What follows belongs to an exercise in optimizing a design on an open flow for small area and a short achievable clock period; a production flow would make more cautious choices. In this exercise RTL edits were held to simulation tests only and were not proved equivalent to the original. Not every run is shown, and edits may drop behaviour that the tests do not exercise.

### Floorplan with the power grid, run 1

Pins as bars on the die edge.
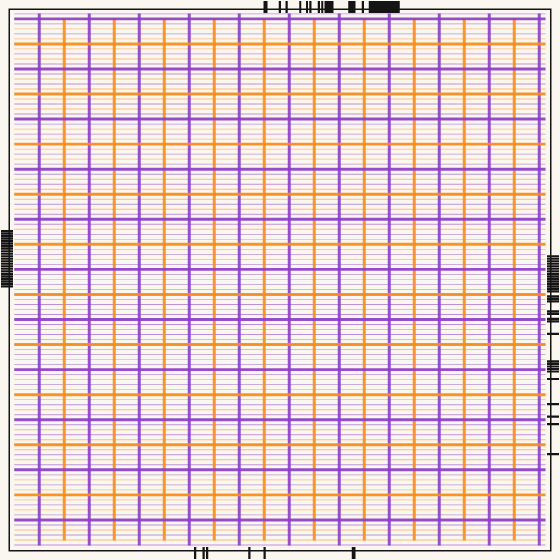
### Placed cells, one colour a class, run 1

Bar = 100 um.
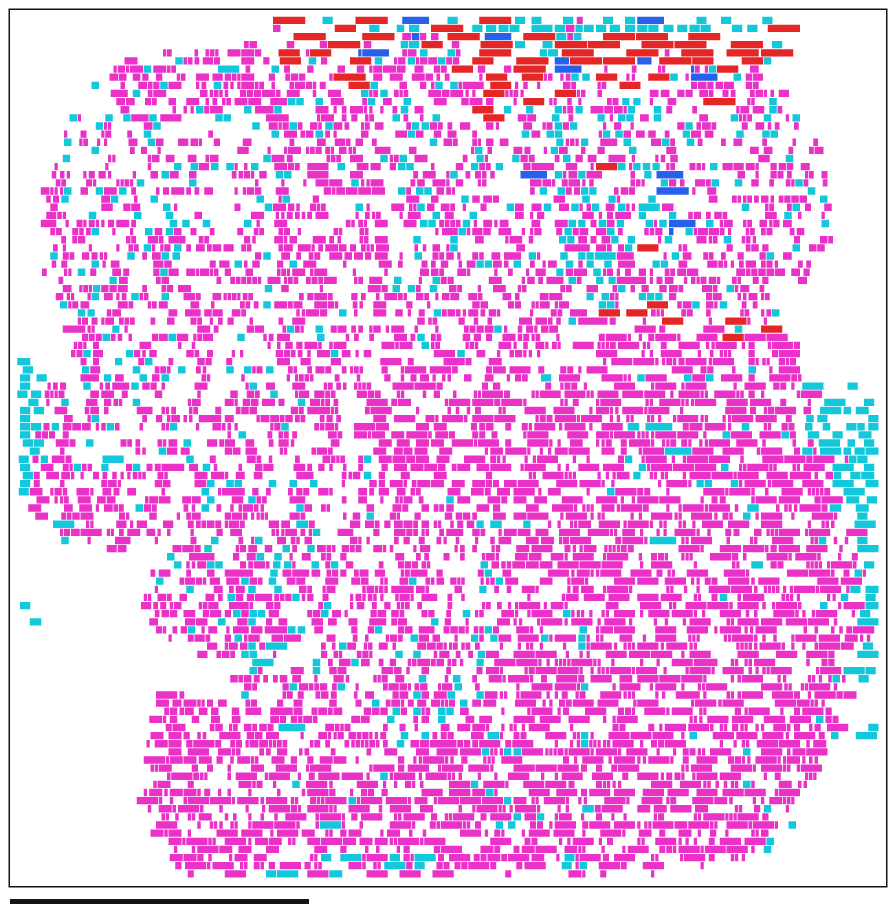
### Clock distribution, run 1

Bar = 100 um.
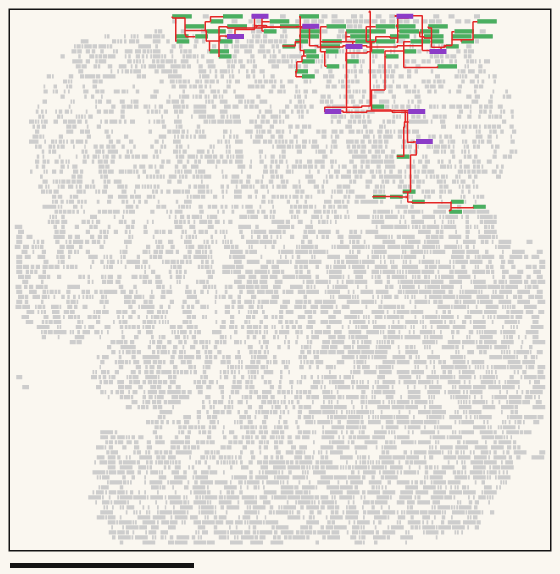
===== flow/config.mk =====
export PLATFORM = sky130hd
export DESIGN_NAME = fp_mac
export DESIGN_NICKNAME = fp_mac
export VERILOG_FILES = /design/flow/design.v
export SDC_FILE = /design/flow/constraint.sdc
export NUM_CORES = 4
export LEC_CHECK = 0
export ABC_CLOCK_PERIOD_IN_PS = 12000
export CAP_MARGIN = 20
export CORE_MARGIN = 2
export CORE_UTILIZATION = 40
export PLACE_DENSITY = 0.6
export SLEW_MARGIN = 20

===== flow/constraint.sdc =====
create_clock -name core_clock -period 25.0 [get_ports {clk}]
set_input_delay 5.0000 -clock core_clock [delete_from_list [all_inputs] [get_ports {clk}]]
set_output_delay 5.0000 -clock core_clock [all_outputs]
set_load 0.01 [all_outputs]

===== flow/design.v =====
module SLZC(
input        wire      b0,
input        wire      b1,
input        wire      b2,
input        wire      b3,
output       wire	   a,
output       wire      q0,
output       wire      q1
);
assign a =  ~(b0 | b1 | b2 | b3) ;
assign q0 = ((~b3) & b2) | ((~b3) & (~b1));
assign q1 = (~b2) & (~b3);
endmodule
module MUX_6X1(
input         wire     [1:0]       z0,
input         wire     [1:0]       z1,
input         wire     [1:0]       z2,
input         wire     [1:0]       z3,
input         wire     [1:0]       z4,
input         wire     [1:0]       z5,
input         wire     [2:0]       sel,
output        reg      [1:0]       out
);
always@(*)
begin
	case(sel)
		3'b000:begin
			out = z0;
		end
		3'b001:begin
			out = z1;
		end
		3'b010:begin
			out = z2;
		end
		3'b011:begin
			out = z3;
		end
		3'b100:begin
			out = z4;
		end
		3'b101:begin
			out = z5;
		end
		default:begin
                       out = 2'b00;
                end
	endcase
end
endmodule
module MUX_2X1 #(parameter N = 8)(
input       wire       [N-1:0]       A,
input       wire       [N-1:0]       B,
input       wire                     sel,
output      reg        [N-1:0]       OUT
);
always@(*)
begin
	if(sel)
		begin
			OUT = B;
		end
	else
		begin
			OUT = A;
		end
end
endmodule
module LZCE(
input       wire       [5:0]        a,
output      reg        [2:0]        q
);
always@(*)
begin
	casex(a)
		6'b0xxxxx:begin
			q = 3'b000;
		end
		6'b10xxxx:begin
			q = 3'b001;
		end
		6'b110xxx:begin
			q = 3'b010;
		end
		6'b1110xx:begin
			q = 3'b011 ;
		end
		6'b11110x:begin
			q = 3'b100;
		end
		6'b111110:begin
			q = 3'b101;
		end
		default:begin
			q = 3'b000;	
		end	
	endcase
end
endmodule
module reduction_and(
input     wire    [5:0]   a,
output    wire            SEL_MUX_2X1_NLZ
);
assign SEL_MUX_2X1_NLZ = & a;
endmodule
module LZC(
input          wire        [23:0]      result,
output         wire        [4:0]       NUM_LEAD_ZERO           
);
wire        [5:0]        a;
wire        [2:0]        q;
wire        [1:0]        z0;
wire        [1:0]        z1;
wire        [1:0]        z2;
wire        [1:0]        z3;
wire        [1:0]        z4;
wire   	    [1:0]        z5;
wire        [1:0]        z;                     
wire                     SEL_MUX_2X1_NLZ;
reduction_and reduction_and(
.a(a),
.SEL_MUX_2X1_NLZ(SEL_MUX_2X1_NLZ)
);
LZCE LZCE(
.a(a),
.q(q)
);
MUX_2X1 #(5) MUX_2X1_NLZ(
.A({q,z}),
.B(5'd0),
.sel(SEL_MUX_2X1_NLZ),
.OUT(NUM_LEAD_ZERO)
);
MUX_6X1 MUX_6X1(
.z0(z0),
.z1(z1),
.z2(z2),
.z3(z3),
.z4(z4),
.z5(z5),
.sel(q),
.out(z)
);
SLZC SLZC_0(
.b0(result[20]),
.b1(result[21]),
.b2(result[22]),
.b3(result[23]),
.a(a[5]),
.q0(z0[0]),
.q1(z0[1])
);
SLZC SLZC_1(
.b0(result[16]),
.b1(result[17]),
.b2(result[18]),
.b3(result[19]),
.a(a[4]),
.q0(z1[0]),
.q1(z1[1])
);
SLZC SLZC_2(
.b0(result[12]),
.b1(result[13]),
.b2(result[14]),
.b3(result[15]),
.a(a[3]),
.q0(z2[0]),
.q1(z2[1])
);
SLZC SLZC_3(
.b0(result[8]),
.b1(result[9]),
.b2(result[10]),
.b3(result[11]),
.a(a[2]),
.q0(z3[0]),
.q1(z3[1])
);
SLZC SLZC_4(
.b0(result[4]),
.b1(result[5]),
.b2(result[6]),
.b3(result[7]),
.a(a[1]),
.q0(z4[0]),
.q1(z4[1])
);
SLZC SLZC_5(
.b0(result[0]),
.b1(result[1]),
.b2(result[2]),
.b3(result[3]),
.a(a[0]),
.q0(z5[0]),
.q1(z5[1])
);
endmodule
module NORM(
input          wire         [23:0]       result,
input          wire         [7:0]        exponent,
input          wire                      carry,
input          wire         [4:0]        NUM_LEAD_ZERO,   
output         reg          [23:0]       n_result,
output         reg          [7:0]        n_exponent
);
wire           [24:0]      mantissa; 
assign mantissa = {carry,result};
always@(*)
begin
	if(carry)
		begin
			n_result = mantissa >> 1;
			n_exponent = exponent + 1'b1;
		end
	else
		begin
			n_result = mantissa << NUM_LEAD_ZERO;
			n_exponent = exponent - NUM_LEAD_ZERO;
		end
end
endmodule
module pack(
input       wire                             sign,
input       wire     [22:0]                  mantissa,
input       wire     [7:0]                   exponent,
output      wire     [31:0]                  IEEE_FORMAT
);
assign IEEE_FORMAT = {sign,exponent,mantissa};
endmodule
module sign_logic(
input           wire              op,
input           wire              OP_A_S,
input           wire              OP_B_S,
input           wire              swap,
input           wire              equal,
output          reg               sign
);
always@(*)
begin
	if(equal)
		begin
			sign = (OP_A_S & op & ~OP_B_S) | (OP_A_S & ~op & OP_B_S) ;
		end
	else
		begin
			sign = (~swap & OP_A_S) | (swap & ~op & OP_B_S) | (swap & op & ~OP_B_S);                         
		end
end
endmodule
module EOP(
input          wire          sign_a, 
input          wire          sign_b,
input          wire          op,
output         wire          eop 
 );
assign eop = sign_a ^ op ^ sign_b;                    
endmodule
module ALU(
input          wire                    eop,
input          wire       [23:0]       large_m,
input          wire       [23:0]       small_m,
input          wire       [7:0]       large_ex,
input          wire       [7:0]       small_ex,
output         reg        [23:0]       result,
output         reg                     carry
);
always@(*)
begin
	case(eop)
		1'b0 : begin
			if(large_m[22:0]==0 && small_m[22:0]==0 && large_ex == 0 && small_ex == 0) begin
				{carry,result} = {1'b0,1'b0,large_m[22:0]} + {1'b0,1'b0,small_m[22:0]};
		end
		else begin
			{carry,result} = {1'b0,large_m} + {1'b0,small_m};
		end
	end
		1'b1 : begin
			if(large_m[22:0]==0 && small_m[22:0]==0 && large_ex == 0 && small_ex == 0) begin
				{carry,result} = {1'b0,1'b0,large_m[22:0]} - {1'b0,1'b0,small_m[22:0]};
		end
		else begin
			{carry,result} = {1'b0,large_m} - {1'b0,small_m};
		end
	end
	endcase
end
endmodule
module shift_right(
input     wire      [23:0]         mantissa,
input     wire      [7:0]          N_DIFF,
output    wire      [23:0]         N_mantissa         
);
assign N_mantissa = mantissa >> N_DIFF ;
endmodule
module SUB(
input      wire       [7:0]         exponent_A,
input      wire       [7:0]         exponent_B,
output     wire       [7:0]         exponents_diffrence
);
assign exponents_diffrence = exponent_A - exponent_B ;
endmodule
module detect_large(
input         wire          [31:0]           A,
input         wire          [31:0]           B,
output        reg                            equal,                      
output        reg           [7:0]            s_exponent,           
output        reg           [7:0]            l_exponent,           
output        reg           [22:0]           l_mantissa,           
output        reg           [22:0]           s_mantissa,
output        reg                            swap           
);
always@(*)
begin
	if(A[30:23] > B[30:23])
		begin
			equal = 1'b0;
			l_exponent = A[30:23];
			s_exponent = B[30:23];
			l_mantissa = A[22:0];
			s_mantissa = B[22:0];
			swap = 1'b0;
		end
	else if (A[30:23] < B[30:23])
		begin
			equal = 1'b0;
			l_exponent = B[30:23];
			s_exponent = A[30:23];
			l_mantissa = B[22:0];
			s_mantissa = A[22:0] ;
			swap = 1'b1;
		end
	else
		begin
			if(A[22:0] > B[22:0]) begin
			equal = 1'b0;
			l_exponent = A[30:23];
			s_exponent = B[30:23];
			l_mantissa = A[22:0];
			s_mantissa = B[22:0] ;
			swap = 1'b0;
			end
			else if(A[22:0] < B[22:0]) begin
			equal = 1'b0;
			l_exponent = B[30:23];
			s_exponent = A[30:23];
			l_mantissa = B[22:0];
			s_mantissa = A[22:0] ;
			swap = 1'b1;
		    end
			else
			begin
			equal = 1'b1;
			l_exponent = A[30:23];
			s_exponent = B[30:23];
			l_mantissa = A[22:0];
			s_mantissa = B[22:0] ;
			swap = 1'b0;
			end
		end
end
endmodule
module ADDER(
input         wire         [31:0]        OP_A,  
input         wire         [31:0]        OP_B,
input         wire                       OP,
output        wire         [31:0]        IEEE_FORMAT
);
wire                           eop;
wire             [23:0]        result;
wire             [7:0]         DIFF;
wire             [23:0]        sr_mantissa;
wire             [4:0]         NUM_LEAD_ZERO;
wire                           sign;
wire             [7:0]         n_exponent;
wire             [23:0]        n_result;
wire                           carry;
wire           [7:0]            cal_exponent;
wire                     	    equal;                 
wire           [7:0]            s_exponent;           
wire           [7:0]            l_exponent;           
wire           [22:0]           l_mantissa;           
wire           [22:0]           s_mantissa;  
wire                            swap;  
wire                            sel_OUT;      
detect_large detect_large(
.A(OP_A),
.B(OP_B),
.equal(equal),                   
.s_exponent(s_exponent),           
.l_exponent(l_exponent),           
.l_mantissa(l_mantissa),           
.s_mantissa(s_mantissa),
.swap(swap)           
);
SUB SUB(
.exponent_A(l_exponent),
.exponent_B(s_exponent),
.exponents_diffrence(DIFF)
);
shift_right shift_right(
.mantissa({1'b1,s_mantissa}),
.N_DIFF(DIFF),
.N_mantissa(sr_mantissa)         
);
ALU ALU(
.eop(eop),
.large_m({1'b1,l_mantissa}),
.small_m(sr_mantissa),
.large_ex(l_exponent),
.small_ex(s_exponent),
.result(result),
.carry(carry)
);
EOP EOP(
.sign_a(OP_A[31]), 
.sign_b(OP_B[31]),
.op(OP),
.eop(eop) 
 );
sign_logic sign_logic(
.op(OP),
.OP_A_S(OP_A[31]),
.OP_B_S(OP_B[31]),
.equal(equal),
.sign(sign),
.swap(swap)
);
NORM NORM(
.result(result),
.exponent(cal_exponent),
.carry(carry),
.NUM_LEAD_ZERO(NUM_LEAD_ZERO),   
.n_result(n_result),
.n_exponent(n_exponent)
);
LZC LZC(
.result(result),
.NUM_LEAD_ZERO(NUM_LEAD_ZERO)           
);
MUX_2X1 #(8) MUX_2X1_OUT(
.A(l_exponent),
.B(8'd0),
.sel(sel_OUT),
.OUT(cal_exponent)
);
assign sel_OUT = equal & eop;
pack pack(
.sign(sign),
.mantissa(n_result[22:0]),
.exponent(n_exponent),
.IEEE_FORMAT(IEEE_FORMAT)
);
endmodule
module temp_adder (
    input        wire         [31:0]          IEEE_FORMAT,
    input                                     en,
    input                                     rst,
    input                                     clk,
    output        reg         [31:0]          out,
    output        reg         [31:0]          OP_A  
);
reg [31:0] temp;
always @(posedge clk)begin
if(~en & ~rst)begin
    temp = 0;
    OP_A = temp;
end
else if (en & ~rst)begin
    temp = IEEE_FORMAT;
    OP_A = temp; 
    out = IEEE_FORMAT;  
end
else 
begin 
    out = temp;
    temp = 0;
    OP_A = 0;
end
end
endmodule
module top_adder (
    input         wire         [31:0]        OP_B,
    input                                     en,
    input                                     clk,
    input                                     rst,
    output                    [31:0]          out
);
wire [31:0]OP_A , IEEE_FORMAT;
 ADDER add(
    .OP_A               (OP_A),  
    .OP_B               (OP_B),
    .OP                 (1'b0),
    .IEEE_FORMAT        (IEEE_FORMAT)
    );
 temp_adder temp (
    .IEEE_FORMAT         (IEEE_FORMAT),
    .en                  (en),
    .rst                 (rst),
    .clk                 (clk),
    .out                 (out),
    .OP_A                (OP_A) 
    );
endmodule
module Multiplier(A, B,En, Out,Invalid_Num);
  input  [31:0] A, B;
  input         En;
  output wire [31:0] Out;
  output reg Invalid_Num;
  wire A_Sign;
  wire [7:0] A_Exponent;
  wire [23:0] A_Mantissa;
  wire B_Sign;
  wire [7:0] B_Exponent;
  wire [23:0] B_Mantissa;
  reg Result_Sign;
  reg [7:0] Result_Exponent;
  reg [47:0] Result;
  reg [22:0] Result_Mantissa;
assign A_Sign = A[31];
assign B_Sign = B[31];
assign A_Exponent = A[30:23];
assign B_Exponent = B[30:23];
assign A_Mantissa = {1'b1,A[22:0]};
assign B_Mantissa = {1'b1,B[22:0]};
always@(*)begin
     Invalid_Num = 0;
     Result = 48'd0;
     if(En)
       begin
			   if ((A_Exponent == 255 && A_Mantissa != 0) ) begin
				    Result_Sign = A_Sign;
				    Result_Exponent = A_Exponent;
				    Result_Mantissa = A_Mantissa;
            Invalid_Num = 1;
			   end else if ((B_Exponent == 255 && B_Mantissa  != 0) ) begin
				  Result_Sign = B_Sign;
				  Result_Exponent = B_Exponent;
				  Result_Mantissa = B_Mantissa;
          Invalid_Num = 1;
			   end else if ((A_Exponent == 255) || (B_Exponent == 255)) begin
				  Result_Sign = A_Sign ^ B_Sign;
				  Result_Exponent = 255;
				  Result_Mantissa = 0;
          Invalid_Num = 1;
          end
          else if (((A_Exponent == 0) && (A_Mantissa == {1'b1,23'b0})) || ((B_Exponent == 0) && (B_Mantissa == {1'b1,23'b0}) ))begin
            Result_Sign = 0;    
				    Result_Exponent = 0;
				    Result_Mantissa = 0;
				     Invalid_Num = 0;
          end else begin
          Invalid_Num = 0;
          Result_Sign = A_Sign ^ B_Sign;
          Result_Exponent = A_Exponent + B_Exponent - 8'd127;
         Result = A_Mantissa*B_Mantissa;
         if(Result[47] == 1'b1) begin
            Result = Result ;
            Result_Exponent = Result_Exponent + 1;
          end else if (Result[47]== 1'b0) begin
        	   Result = Result << 1 ; 
            Result_Exponent = Result_Exponent  ;
          end if (Result[23] && (Result[22:0] != 0))begin
            Result_Mantissa = Result[46:24]+1'b1;
          end else 
           Result_Mantissa = Result[46:24];
          end
          end
        else
          begin
            Result_Sign = 0;    
				    Result_Exponent = 0;
				    Result_Mantissa = 0;
          end
end
assign Out = {Result_Sign,Result_Exponent,Result_Mantissa};
endmodule
module fp_mac (
    input  wire        clk,
    input  wire [31:0] a,
    input  wire [31:0] b,
    input  wire        en_mult,
    input  wire        en_accuml,
    input  wire        rst_accuml,
    output wire [31:0] acc_out
);
wire [31:0] product;
Multiplier Multi (
    .A           (a),
    .B           (b),
    .En          (en_mult),
    .Out         (product),
    .Invalid_Num ()
);
top_adder adder (
    .OP_B        (product),
    .en          (en_accuml),
    .rst         (rst_accuml),
    .clk         (clk),
    .out         (acc_out)
);
endmodule

===== flow/run.sh =====
#!/bin/bash
# synth_recipe.tcl (not shown) runs the flow's synth.tcl, then flattens the netlist and writes it again
# the make line also repeats each setting of config.mk as NAME=value (left out here)
make -C /OpenROAD-flow-scripts/flow DESIGN_CONFIG=/design/flow/config.mk WORK_HOME=/design/flow/orfs CLKGATE_MAP_FILE= SYNTH_SCRIPT=/design/flow/synth_recipe.tcl finish

==> run notes, run 1 <==
* Outcome: no timing/DRC/antenna violations
* Slew headroom at 26.6%
* GPL Wtd Cong at 1.05
* Max Slew Vio Count at 0
* Cell Area, Placed at 0.0390 mm^2
* Most used DFF post-synth: edfxtp_1
* Distinct cells, synth at 110
* Core Area at 0.0832 mm^2
* Die width at 293 um
* Hold Vio Cnt, Final at 0
* Mapped Cells at 4316
* Average wire per standard cell at 23.8 um
* Total CTS buffers at 9
* Clk buf depth at 2
* Initial Utilization at 40.2%
* NumNets Final at 5548
* Clock net sink count at 64
* Most frequent cells in the layout: 633 x inv_1, 511 x nand2_1, 485 x fa_1
* Endpoints failing setup at 0
* Tmin final at 24.42 ns
* DIE AREA at 0.0859 mm^2
* Area growth syn-to-layout at 20.2%
* GR Overflow Total at 0
* Port Buffers at 99
* Total wire length at 138 mm
* Top cell by count, worst path: buf_4
* Sequential fraction of the synthesis area at 4.79%
* Worst slew pin tran at 1.09 ns
* Crit path DAT at 24.64 ns
* Drt via density at 5.88
* Post-CTS Hold Buffers at 0
* Worst setup SP type: input pin
* Synth area leader: fa_1
* Pin count of the biggest net entering global routing at 61
* Vias in the first global route at 33500
* Global-route wire length before repair at 209 mm
* GRT Total Usage at 31.8%
* Routed via count at 34100
* DP HPWL at 115 mm
* Critical path required time at 25.22 ns
* Tightest Hold Check Type: flop to flop
* Element type at the critical path end: flop
* Post-synthesis async set-or-reset flop share at 0%
Back to the opening pictures, 'Floorplan with the power grid':
orange -> VDD
purple -> VSS
met1 rails = 107
met5 straps = 21
met4 straps = 21

Back to the opening pictures, 'Placed cells, one colour a class':
red -> registers  # cells 64, share of their area 4.1%
cyan -> remaining buffers and delay cells  # cells 620, share of their area 14%
blue -> clock drivers and dummy loads  # cells 16, share of their area 0.78%
magenta -> remaining logic cells  # cells 4017, share of their area 81%

Back to the opening pictures, 'Clock distribution':
red -> clock wires  # length 1040 um
purple -> clock-net drivers  # count 9
green -> flip-flops  # count 64
routed clock nets = 10

[run 1: critical path: cells and delay by family]
kind / cells / cell delay [ns]
buffers and inverters: 19 / 3.84
XOR/XNOR: 3 / 0.65
AND/OR/NAND/NOR: 14 / 2.45
AO/OA/AOI/OAI: 32 / 7.27
adder cells (fa/ha/maj): 12 / 4.59
multiplexers: 4 / 0.78
[run 1: through the flow]
step | TNS (ns) | util (%) | hold WS (ns) | cells
floorplan | 0 | - | 0.524 | 4316
global placement | -0.0730 | 46.9 | 0.565 | 5749
detailed placement | -0.157 | 46.9 | 0.582 | 5749
CTS | 0 | 47.2 | 0.596 | 5765
global route | -0.288 | 48.3 | 0.630 | 5798
finish | 0 | 48.3 | 0.590 | 5799
[run 1: repair_timing]
item	4_1_cts	5_1_grt
endpoints found under the setup margin	0	61
gates resized for setup	0	139
setup buffers	0	28
[run 1: path summary, 6_finish.rpt]
path | startpoint | end | cells after the start
worst max-delay path | b[21] | adder.temp.out[13] | 84
worst min-delay path | adder.temp.temp[31] | adder.temp.out[31] | 1
worst max register to register | adder.temp.temp[18] | adder.temp.out[13] | 58
worst min register to register | adder.temp.temp[31] | adder.temp.out[31] | 1
[run 1: layout make-up]
| type | count | area, um^2 |
|---|---|---|
| clock buffer | 13 | 260 |
| timing repair buffer | 620 | 5380 |
| tap | 1080 | 1350 |
| antenna | 2 | 5.00 |
| multi-input combinational | 3376 | 29100 |
| fill | 8202 | 43000 |
| sequential | 64 | 1600 |
| inverter | 641 | 2420 |
| clock inverter | 3 | 42.5 |
[run 1: synthesized netlist by cell type (all sizes together), types with 21 or more instances]
| cell | count |
|---|---|
| a211oi | 43 |
| a21o | 47 |
| a21oi | 241 |
| a22oi | 25 |
| a31oi | 51 |
| and2 | 259 |
| and3 | 32 |
| buf | 46 |
| clkbuf | 189 |
| dfxtp | 32 |
| edfxtp | 32 |
| fa | 487 |
| ha | 281 |
| inv | 639 |
| mux2i | 47 |
| nand2 | 512 |
| nand3 | 75 |
| nand4 | 56 |
| nor2 | 295 |
| nor3 | 84 |
| nor4 | 56 |
| o211ai | 35 |
| o21a | 28 |
| o21ai | 205 |
| o21bai | 21 |
| o31ai | 29 |
| or2 | 21 |
| or3 | 23 |
| xnor2 | 64 |
| xor2 | 28 |
[run 1: logic make-up after synthesis]
group                      Yosys count  share of synthesized area (%)
and+or+nand+nor                   1509                           22.2
AOI/OAI and AO/OA                  948                           19.1
buffers and inverters              876                           10.1
adders and majority gates          770                           39.7
xor gates and xnor gates            92                           2.41
DFF                                 64                           4.79
muxes                               57                           1.74
[run 1: layer usage]
metal | global-route usage [%] | part of all wire (%)
met5 | 0 | 0
met4 | 9.73 | 3.7
met3 | 5.70 | 10
met2 | 45.5 | 40
met1 | 48.3 | 45
[run 1: sequential cells by signal (all words and copies together), names as in the netlist]
register and cells:
adder.temp.out 32, adder.temp.temp 32
### Clock wiring as the flow saved it, run 1

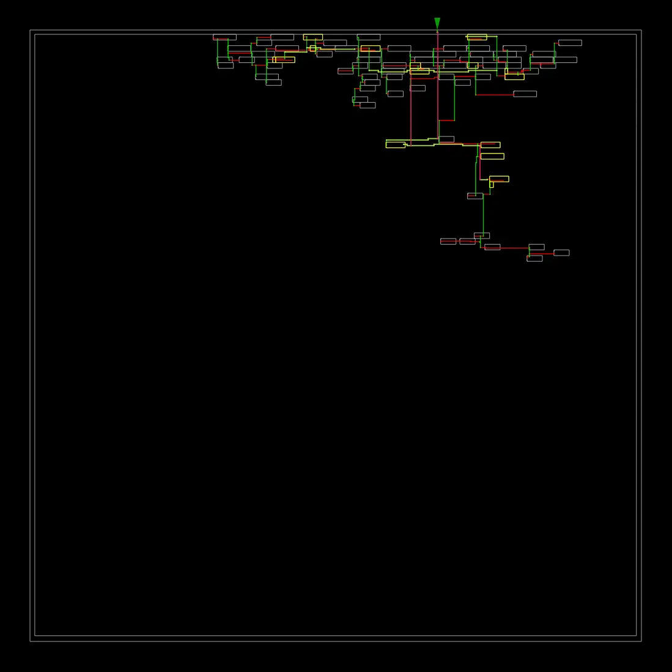

--- run 2: outline of the changes from run 1 ---
flow/design.v: 603 -> 1070 lines; modules unchanged: 0
  booth_csa: new, 961 lines
  fp_mac: edited, 25 -> 24 lines
  fp_mac_core: new, 85 lines
  removed: SLZC, MUX_6X1, MUX_2X1, LZCE, reduction_and, LZC, NORM, pack, sign_logic, EOP, ALU, shift_right, SUB, detect_large, ADDER, temp_adder, top_adder, Multiplier
==> module fp_mac as of run 2 <==
module fp_mac (
    input  wire        clk,
    input  wire [31:0] a,
    input  wire [31:0] b,
    input  wire        en_mult,
    input  wire        en_accuml,
    input  wire        rst_accuml,
    output reg  [31:0] acc_out
);
reg  [31:0] s;                        
wire [31:0] res;
fp_mac_core core (.a(a), .b(b), .en_mult(en_mult), .s(s), .res(res));
always @(posedge clk) begin
    if (rst_accuml) begin
        acc_out <= s;
        s       <= 32'd0;
    end else if (en_accuml) begin
        acc_out <= res;
        s       <= res;
    end else begin
        s       <= 32'd0;
    end
end
endmodule
==> module fp_mac_core as of run 2 <==
module fp_mac_core (
    input  wire [31:0] a,
    input  wire [31:0] b,
    input  wire        en_mult,
    input  wire [31:0] s,
    output wire [31:0] res
);
wire [7:0]  ea = a[30:23];
wire [7:0]  eb = b[30:23];
wire        a_spec = &ea;
wire        b_spec = &eb;
wire        p_zero = ~en_mult | (~|a[30:0]) | (~|b[30:0]);
wire        p_pass = ~en_mult | a_spec | b_spec | p_zero;
wire [31:0] p_fix  = (~en_mult) ? 32'd0 : a_spec ? a : b_spec ? b : 32'd0;
wire [47:0] ps, pc;
booth_csa mul (.x({1'b1, a[22:0]}), .y({1'b1, b[22:0]}), .ps(ps), .pc(pc));
wire [22:0] lo = {1'b0, ps[21:0]} + {1'b0, pc[21:0]};
wire [25:0] hi = ps[47:22] + pc[47:22] + {25'd0, lo[22]};
wire        m47 = hi[25] & ~p_pass;
function [4:0] tz23;
    input [22:0] v;
    integer k;
    begin
        tz23 = 5'd23;
        for (k = 22; k >= 0; k = k - 1)
            if (v[k]) tz23 = k[4:0];
    end
endfunction
wire [5:0]  tzs = {1'b0, tz23(a[22:0])} + {1'b0, tz23(b[22:0])};
wire        st1 = tzs <= 6'd22;       
wire        st0 = tzs <= 6'd21;       
wire [22:0] man1 = hi[24:2] + {22'd0, hi[1] & st1};
wire [22:0] man0 = hi[23:1] + {22'd0, hi[0] & st0};
wire [7:0]  pe0 = ea + eb - 8'd127;
wire [7:0]  ye0 = p_pass ? p_fix[30:23] : pe0;
wire [22:0] ym  = p_pass ? p_fix[22:0] : (hi[25] ? man1 : man0);
wire        sy  = p_pass ? p_fix[31] : a[31] ^ b[31];
wire [7:0]  xe = s[30:23];
wire        sx = s[31];
wire        eop = sx ^ sy;
wire [8:0]  dxa = {1'b0, xe} - {1'b0, ye0};
wire [8:0]  dya = {1'b0, ye0} - {1'b0, xe};
wire [7:0]  ye1 = ye0 + 8'd1;
wire [8:0]  dxb = {1'b0, xe} - {1'b0, ye1};
wire [8:0]  dyb = {1'b0, ye1} - {1'b0, xe};
wire [7:0]  ye  = m47 ? ye1 : ye0;
wire        eswap = m47 ? dxb[8] : dxa[8];                   
wire [7:0]  ad    = m47 ? (dxb[8] ? dyb[7:0] : dxb[7:0])
                        : (dxa[8] ? dya[7:0] : dxa[7:0]);    
wire        ad0   = ad == 8'd0;
wire        ad1   = ad == 8'd1;
wire [7:0]  le    = eswap ? ye : xe;
wire [31:0] y = {sy, ye, ym};
wire        equal    = s[30:0] == y[30:0];
wire        bothzero = (~|s[30:0]) & (~|y[30:0]);
wire [23:0] xm = {1'b1, s[22:0]};
wire [23:0] ymf = {1'b1, ym};
wire [23:0] lm = eswap ? ymf : xm;
wire [23:0] sm = eswap ? xm : ymf;
wire [23:0] sr = (ad >= 8'd24) ? 24'd0 : (sm >> ad[4:0]);
wire [24:0] fsum = eop ? ({1'b0, lm} - {1'b0, sr}) : ({1'b0, lm} + {1'b0, sr});
wire [22:0] f_man = fsum[24] ? fsum[23:1] : fsum[23] ? fsum[22:0] : {fsum[21:0], 1'b0};
wire [7:0]  f_exp = fsum[24] ? le + 8'd1 : fsum[23] ? le : le - 8'd1;
wire        f_sign = eswap ? sy : sx;
wire [23:0] na = (ad1 & eswap)  ? {1'b0, xm[23:1]} : xm;
wire [23:0] nb = (ad1 & ~eswap) ? {1'b0, ymf[23:1]} : ymf;
wire [24:0] d1 = {1'b0, na} - {1'b0, nb};
wire [23:0] d2 = nb - na;
wire [23:0] nd = d1[24] ? d2 : d1[23:0];
reg  [4:0]  nlz;
integer i;
always @(*) begin
    nlz = 5'd0;
    for (i = 0; i < 24; i = i + 1)
        if (nd[i]) nlz = 5'd23 - i[4:0];
end
wire [23:0] nsh = nd << nlz;
wire [22:0] n_man = nsh[22:0];
wire [7:0]  n_exp = (equal ? 8'd0 : le) - {3'd0, nlz};
wire        n_sign = d1[24] ? sy : (equal ? 1'b0 : sx);
wire        near = eop & (ad0 | ad1);
assign res = bothzero ? {sx & sy, 31'd0}
           : near     ? {n_sign, n_exp, n_man}
           :            {f_sign, f_exp, f_man};
endmodule
--- a/flow/config.mk
+++ b/flow/config.mk
@@ -6,5 +6,5 @@
 export NUM_CORES = 4
 export LEC_CHECK = 0
-export ABC_CLOCK_PERIOD_IN_PS = 12000
+export ABC_AREA = 1
 export CAP_MARGIN = 20
 export CORE_MARGIN = 2
### Clock wiring as the flow saved it, run 2

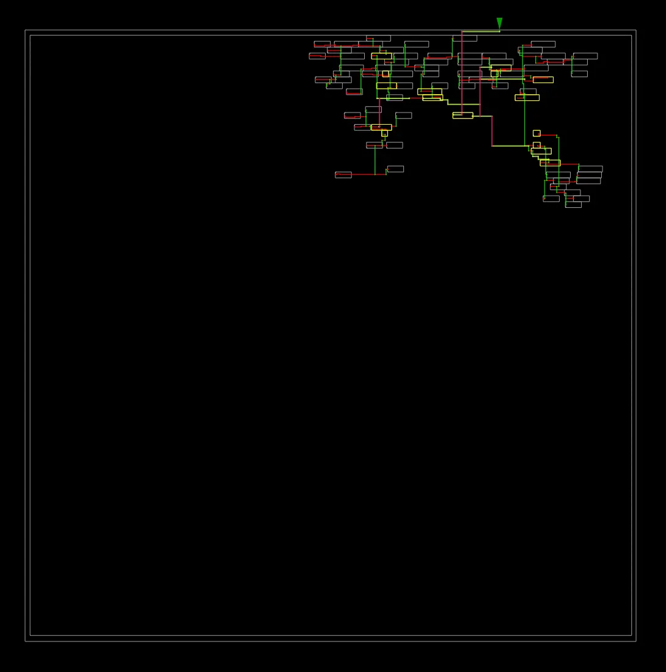
clock net sink count: 64
# clk buffers: 9
Worst-Skew Late Latency: 0.34 ns
FFs & Latches: 64

### Metal layers overlaid, run 2

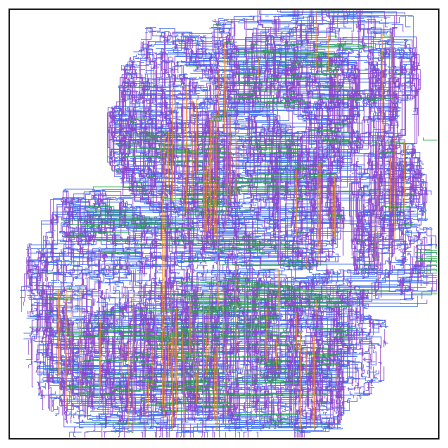
orange -> M4  # wire length 5190 um
purple -> M2  # wire length 49.8 mm
blue -> M1  # wire length 52.6 mm
green -> M3  # wire length 10800 um

==> run 2 against run 1 <==
Still clean on timing, DRC and antenna. Largest cell class unchanged. Utilization decreased by 5.7 points. Sequential share of layout area grew 0.98 points. Critical path type unchanged. Register-to-register slack improved by 1.1 ns. Hold slack better by 0.086 ns.
==> run notes, run 2 <==
* Avg Inst Size Synth at 6.55 um^2
* Element type at the critical path end: flop
* Drt via density at 5.66 (-3.7%)
* Crit Path Max Fanout at 58
* H-Tree Depth at 3
* Pin count of the biggest net entering global routing at 59 (-3.3%)
* Average wire per standard cell at 21.3 um (-11%)
* Distinct cells, synth at 69 (-37%)
* Max Slew Vio Count at 0 (unchanged)
* Tightest Hold Check Type: flop to flop
* Post-synthesis async set-or-reset flop share at 0% (unchanged)
* Main combinational cell family by area after synthesis: simple AND/OR/NAND/NOR gates
* Ports at 100
* Sequential fraction of the synthesis area at 5.26% (+0.47 points)
* Mux contribution to synthesized area at 0.197% (-1.5 points)
* Global-route wire length before repair at 182 mm (-13%)
* Clk buf depth at 2 (unchanged)
* Critical path required time at 25.09 ns (-0.13 ns)
* WHS Path Cells at 2 (+1)
* Drt pass-1 iters at 6
* Outcome: no timing/DRC/antenna violations
* Hold Vio Cnt, Final at 0 (unchanged)
* Post-CTS Hold Buffers at 0 (unchanged)
* DP HPWL at 94.6 mm (-17%)
* RSZ-0062 raised after global routing: false
* Die width at 280 um (-4.5%)
* Initial Utilization at 40.2% (about the same)
* Compound-Gate Fraction of Synth Area at 16.2% (-2.8 points)
* Post-CTS Resized at 0 (unchanged)
* RR Startpoint: s[23]
* Synth Cell Area at 0.0304 mm^2
* Synth Area in Adders at 26.4% (-13 points)
* Leading cell types by count after synthesis: 988 x nand2_1, 649 x inv_1, 386 x xor2_1, 340 x nand3_1, 327 x nor2_1
* Final setup TNS at 0 ns (unchanged)
* Root Driver: clkbuf_16
* Most frequent cells in the layout: 987 x nand2_1, 649 x inv_1, 386 x xor2_1
* Most common cell after layout, fill and taps aside: nand2_1
* Max-cap violations at 0
* Clock Pin Slew Worst Setup and Hold Paths at 0.06 ns
* Core Area at 0.0757 mm^2 (-9.0%)
* Post-CTS Setup Bufs at 0 (unchanged)
* Worst R2R End: acc_out[30]
* Area share of the largest cell type after synthesis at 17.6%
* Final instance area at 0.0323 mm^2
* Post-Synth Simple-Gate Area at 26.6% (+4.4 points)
* Port Buffers at 99 (unchanged)
* Total wire length at 118 mm (-14%)
* Core Util, Final at 42.6% (-5.7 points)
* Worst hold endpoint: acc_out[20]
* GPL Wtd Cong at 1.02 (-2.9%)
* Synthesized Nets at 5199
* Die Y at 280 um
* Worst slew pin tran at 1.19 ns (+0.0942 ns)
* Vias in the first global route at 30000 (-10%)
* Mapped Cells at 4649 (+7.7%)
* Post-synthesis register bit count at 64
* Layout cells sized above 1 at 5.23%
* DRC errors left at 0
* R2R depth at 61 (+5.2%)
* Worst Hold Launch: s[20]
* Yosys synthesis warning count at 2
* Reg2reg setup slack at 14.03 ns
* Routed via count at 31500 (-7.5%)
* Cell Area, Placed at 0.0319 mm^2 (-18%)
* Area growth syn-to-layout at 6.00%
* Most common cell in the netlist: nand2_1
* Inserted Diodes at 0 (-2)
* GR Overflow Total at 0 (unchanged)
* Slew headroom at 20.7% (-6.0 points)
* DIE AREA at 0.0783 mm^2 (-8.8%)
* Tmin final at 21.06 ns (-3.35 ns)
* Synth Area in XOR/XNOR at 12.7% (+10 points)
* Top cell by count, worst path: nand2_1
* GRT Total Usage at 29.9% (-1.9 points)
* Most used DFF post-synth: edfxtp_1
* Crit path DAT at 21.16 ns (-3.48 ns)
* # rows at 101
* Endpoints failing setup at 0 (unchanged)
* Total CTS buffers at 9 (unchanged)
* Worst setup SP type: input pin
* Synth area leader: fa_1
* Initial antenna violation count at 0
* NumNets Final at 5138 (-7.4%)
### Placed cells, one colour a class, run 2

Bar = 100 um.
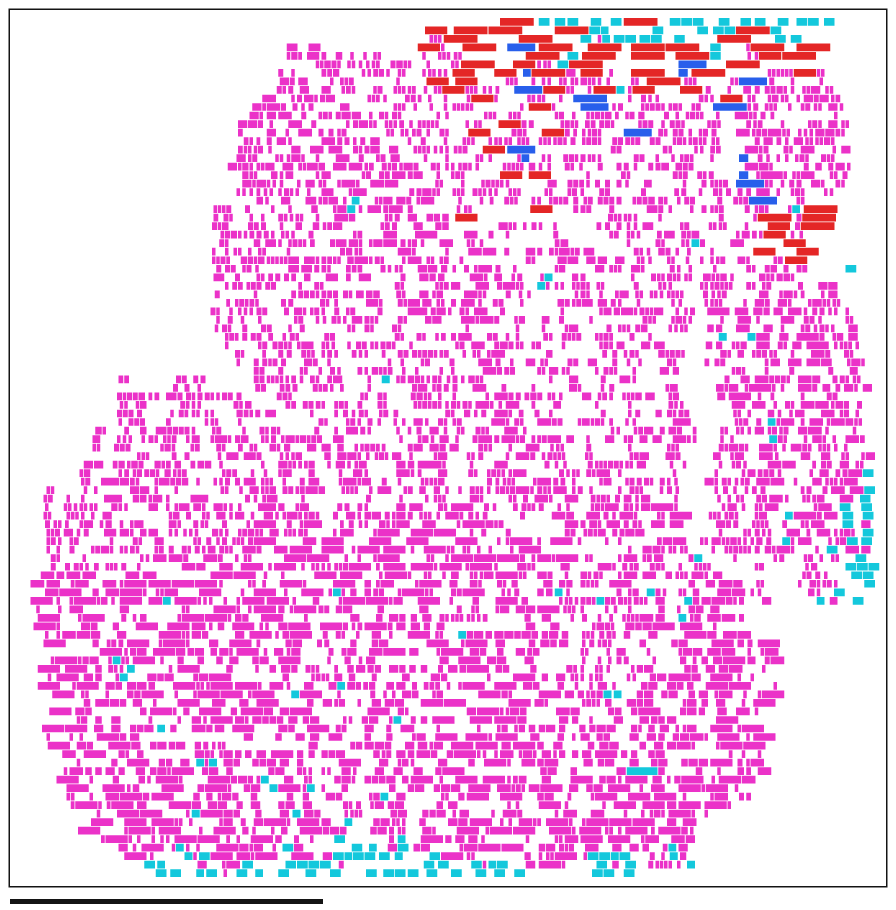
magenta -> remaining logic cells  # cells 4355, share of their area 89%
cyan -> remaining buffers and delay cells  # cells 158, share of their area 4.7%
red -> registers  # cells 64, share of their area 5.2%
blue -> clock drivers and dummy loads  # cells 16, share of their area 1.1%

## run 2: cell types whose count changed after synthesis, sizes merged, moves of 62 or more
| cell | previous run | this run |
|---|---|---|
| fa | 487 | 268 |
| nand3 | 75 | 361 |
| nand2 | 512 | 1036 |
| clkbuf | 189 | 118 |
| and2 | 259 | 1 |
| o21ai | 205 | 321 |
| xor2 | 28 | 391 |
| buf | 46 | 108 |
| o22ai | 18 | 266 |
| ha | 281 | 214 |
## run 2: worst max-delay path by stage
stage,start,to,slack (ns),depth (start not counted)
2_1_floorplan,b[1],acc_out[26],8.36,85
3_3_place_gp,b[13],acc_out[30],4.18,77
3_5_place_dp,b[13],acc_out[30],4.00,77
4_1_cts,b[5],acc_out[30],4.31,75
5_1_grt,b[13],acc_out[30],2.65,78
6_report,b[13],acc_out[30],3.94,75
## run 2: area by class of cell
class                           count  area (um^2)
Inverter                          706         2660
Sequential cell                    64         1600
Tap cell                          978         1220
Multi-Input combinational cell   3649        25000
Fill cell                        8048        43400
Timing Repair Buffer              158         1450
Clock buffer                        9          225
Clock inverter                      7          101
## run 2: worst max-delay path, delay by kind of cell
kind	cells	cell delay [ns]
AOI/OAI and AO/OA	16	3.33
xor gates and xnor gates	2	0.60
adders and majority gates	8	2.99
buffers and inverters	11	4.11
and+or+nand+nor	38	4.97
## run 2: logic make-up after synthesis
kind of cell | Yosys count
simple gates | 1857
buf+inv | 936
compound gates | 868
fa+ha+maj | 482
xor+xnor | 436
flops | 64
mux | 6
## run 2: layer usage
metal	vias up	global-route usage, %	wire length, um
met1	14800	43.3	52600
met4	0	11.5	5190
met3	245	3.89	10800
met5	-	0	0
met2	1567	44.9	49800
li1	14900	-	-
## run 2: stage by stage
stage / hold slack (ns) / setup WS [ns] / cells
after floorplan: 0.538 / 8.36 / 4649
after global placement: 0.671 / 4.18 / 5554
after detailed placement: 0.664 / 4.00 / 5554
after CTS: 0.674 / 4.31 / 5570
after global routing: 0.701 / 2.65 / 5571
final: 0.675 / 3.94 / 5571

==> port drivers added, routing unchanged <==
The results above use ideal ports. As a check the final layouts listed here were re-extracted and re-timed, cells and wires unchanged.
Step 1: set_driving_cell puts a clkbuf_16 on clk and a buf_2 on each other input, an assumption about the parent block.
Step 2, shift: input delay + t, output delay - t, t = (earliest + latest rising clock arrival at the registers) / 2. This alone moves slack from input paths to output paths.
Slacks: ideal ports / drivers / drivers and shift; pairs: ideal ports / drivers.
run	t (ns)	setup slack, ns	worst setup path at the end	clock arrival spread, ns
run 1	0.379	0.585 / 0.555 / 0.176	input to register	0.013 / 0.012
run 2	0.367	3.937 / 3.947 / 3.580	input to register	0.010 / 0.010
After both steps setup and hold are still met in every run listed. For run 1, which loses most, drivers alone change the setup slack by -0.030 ns; drivers and shift together by -0.409 ns.
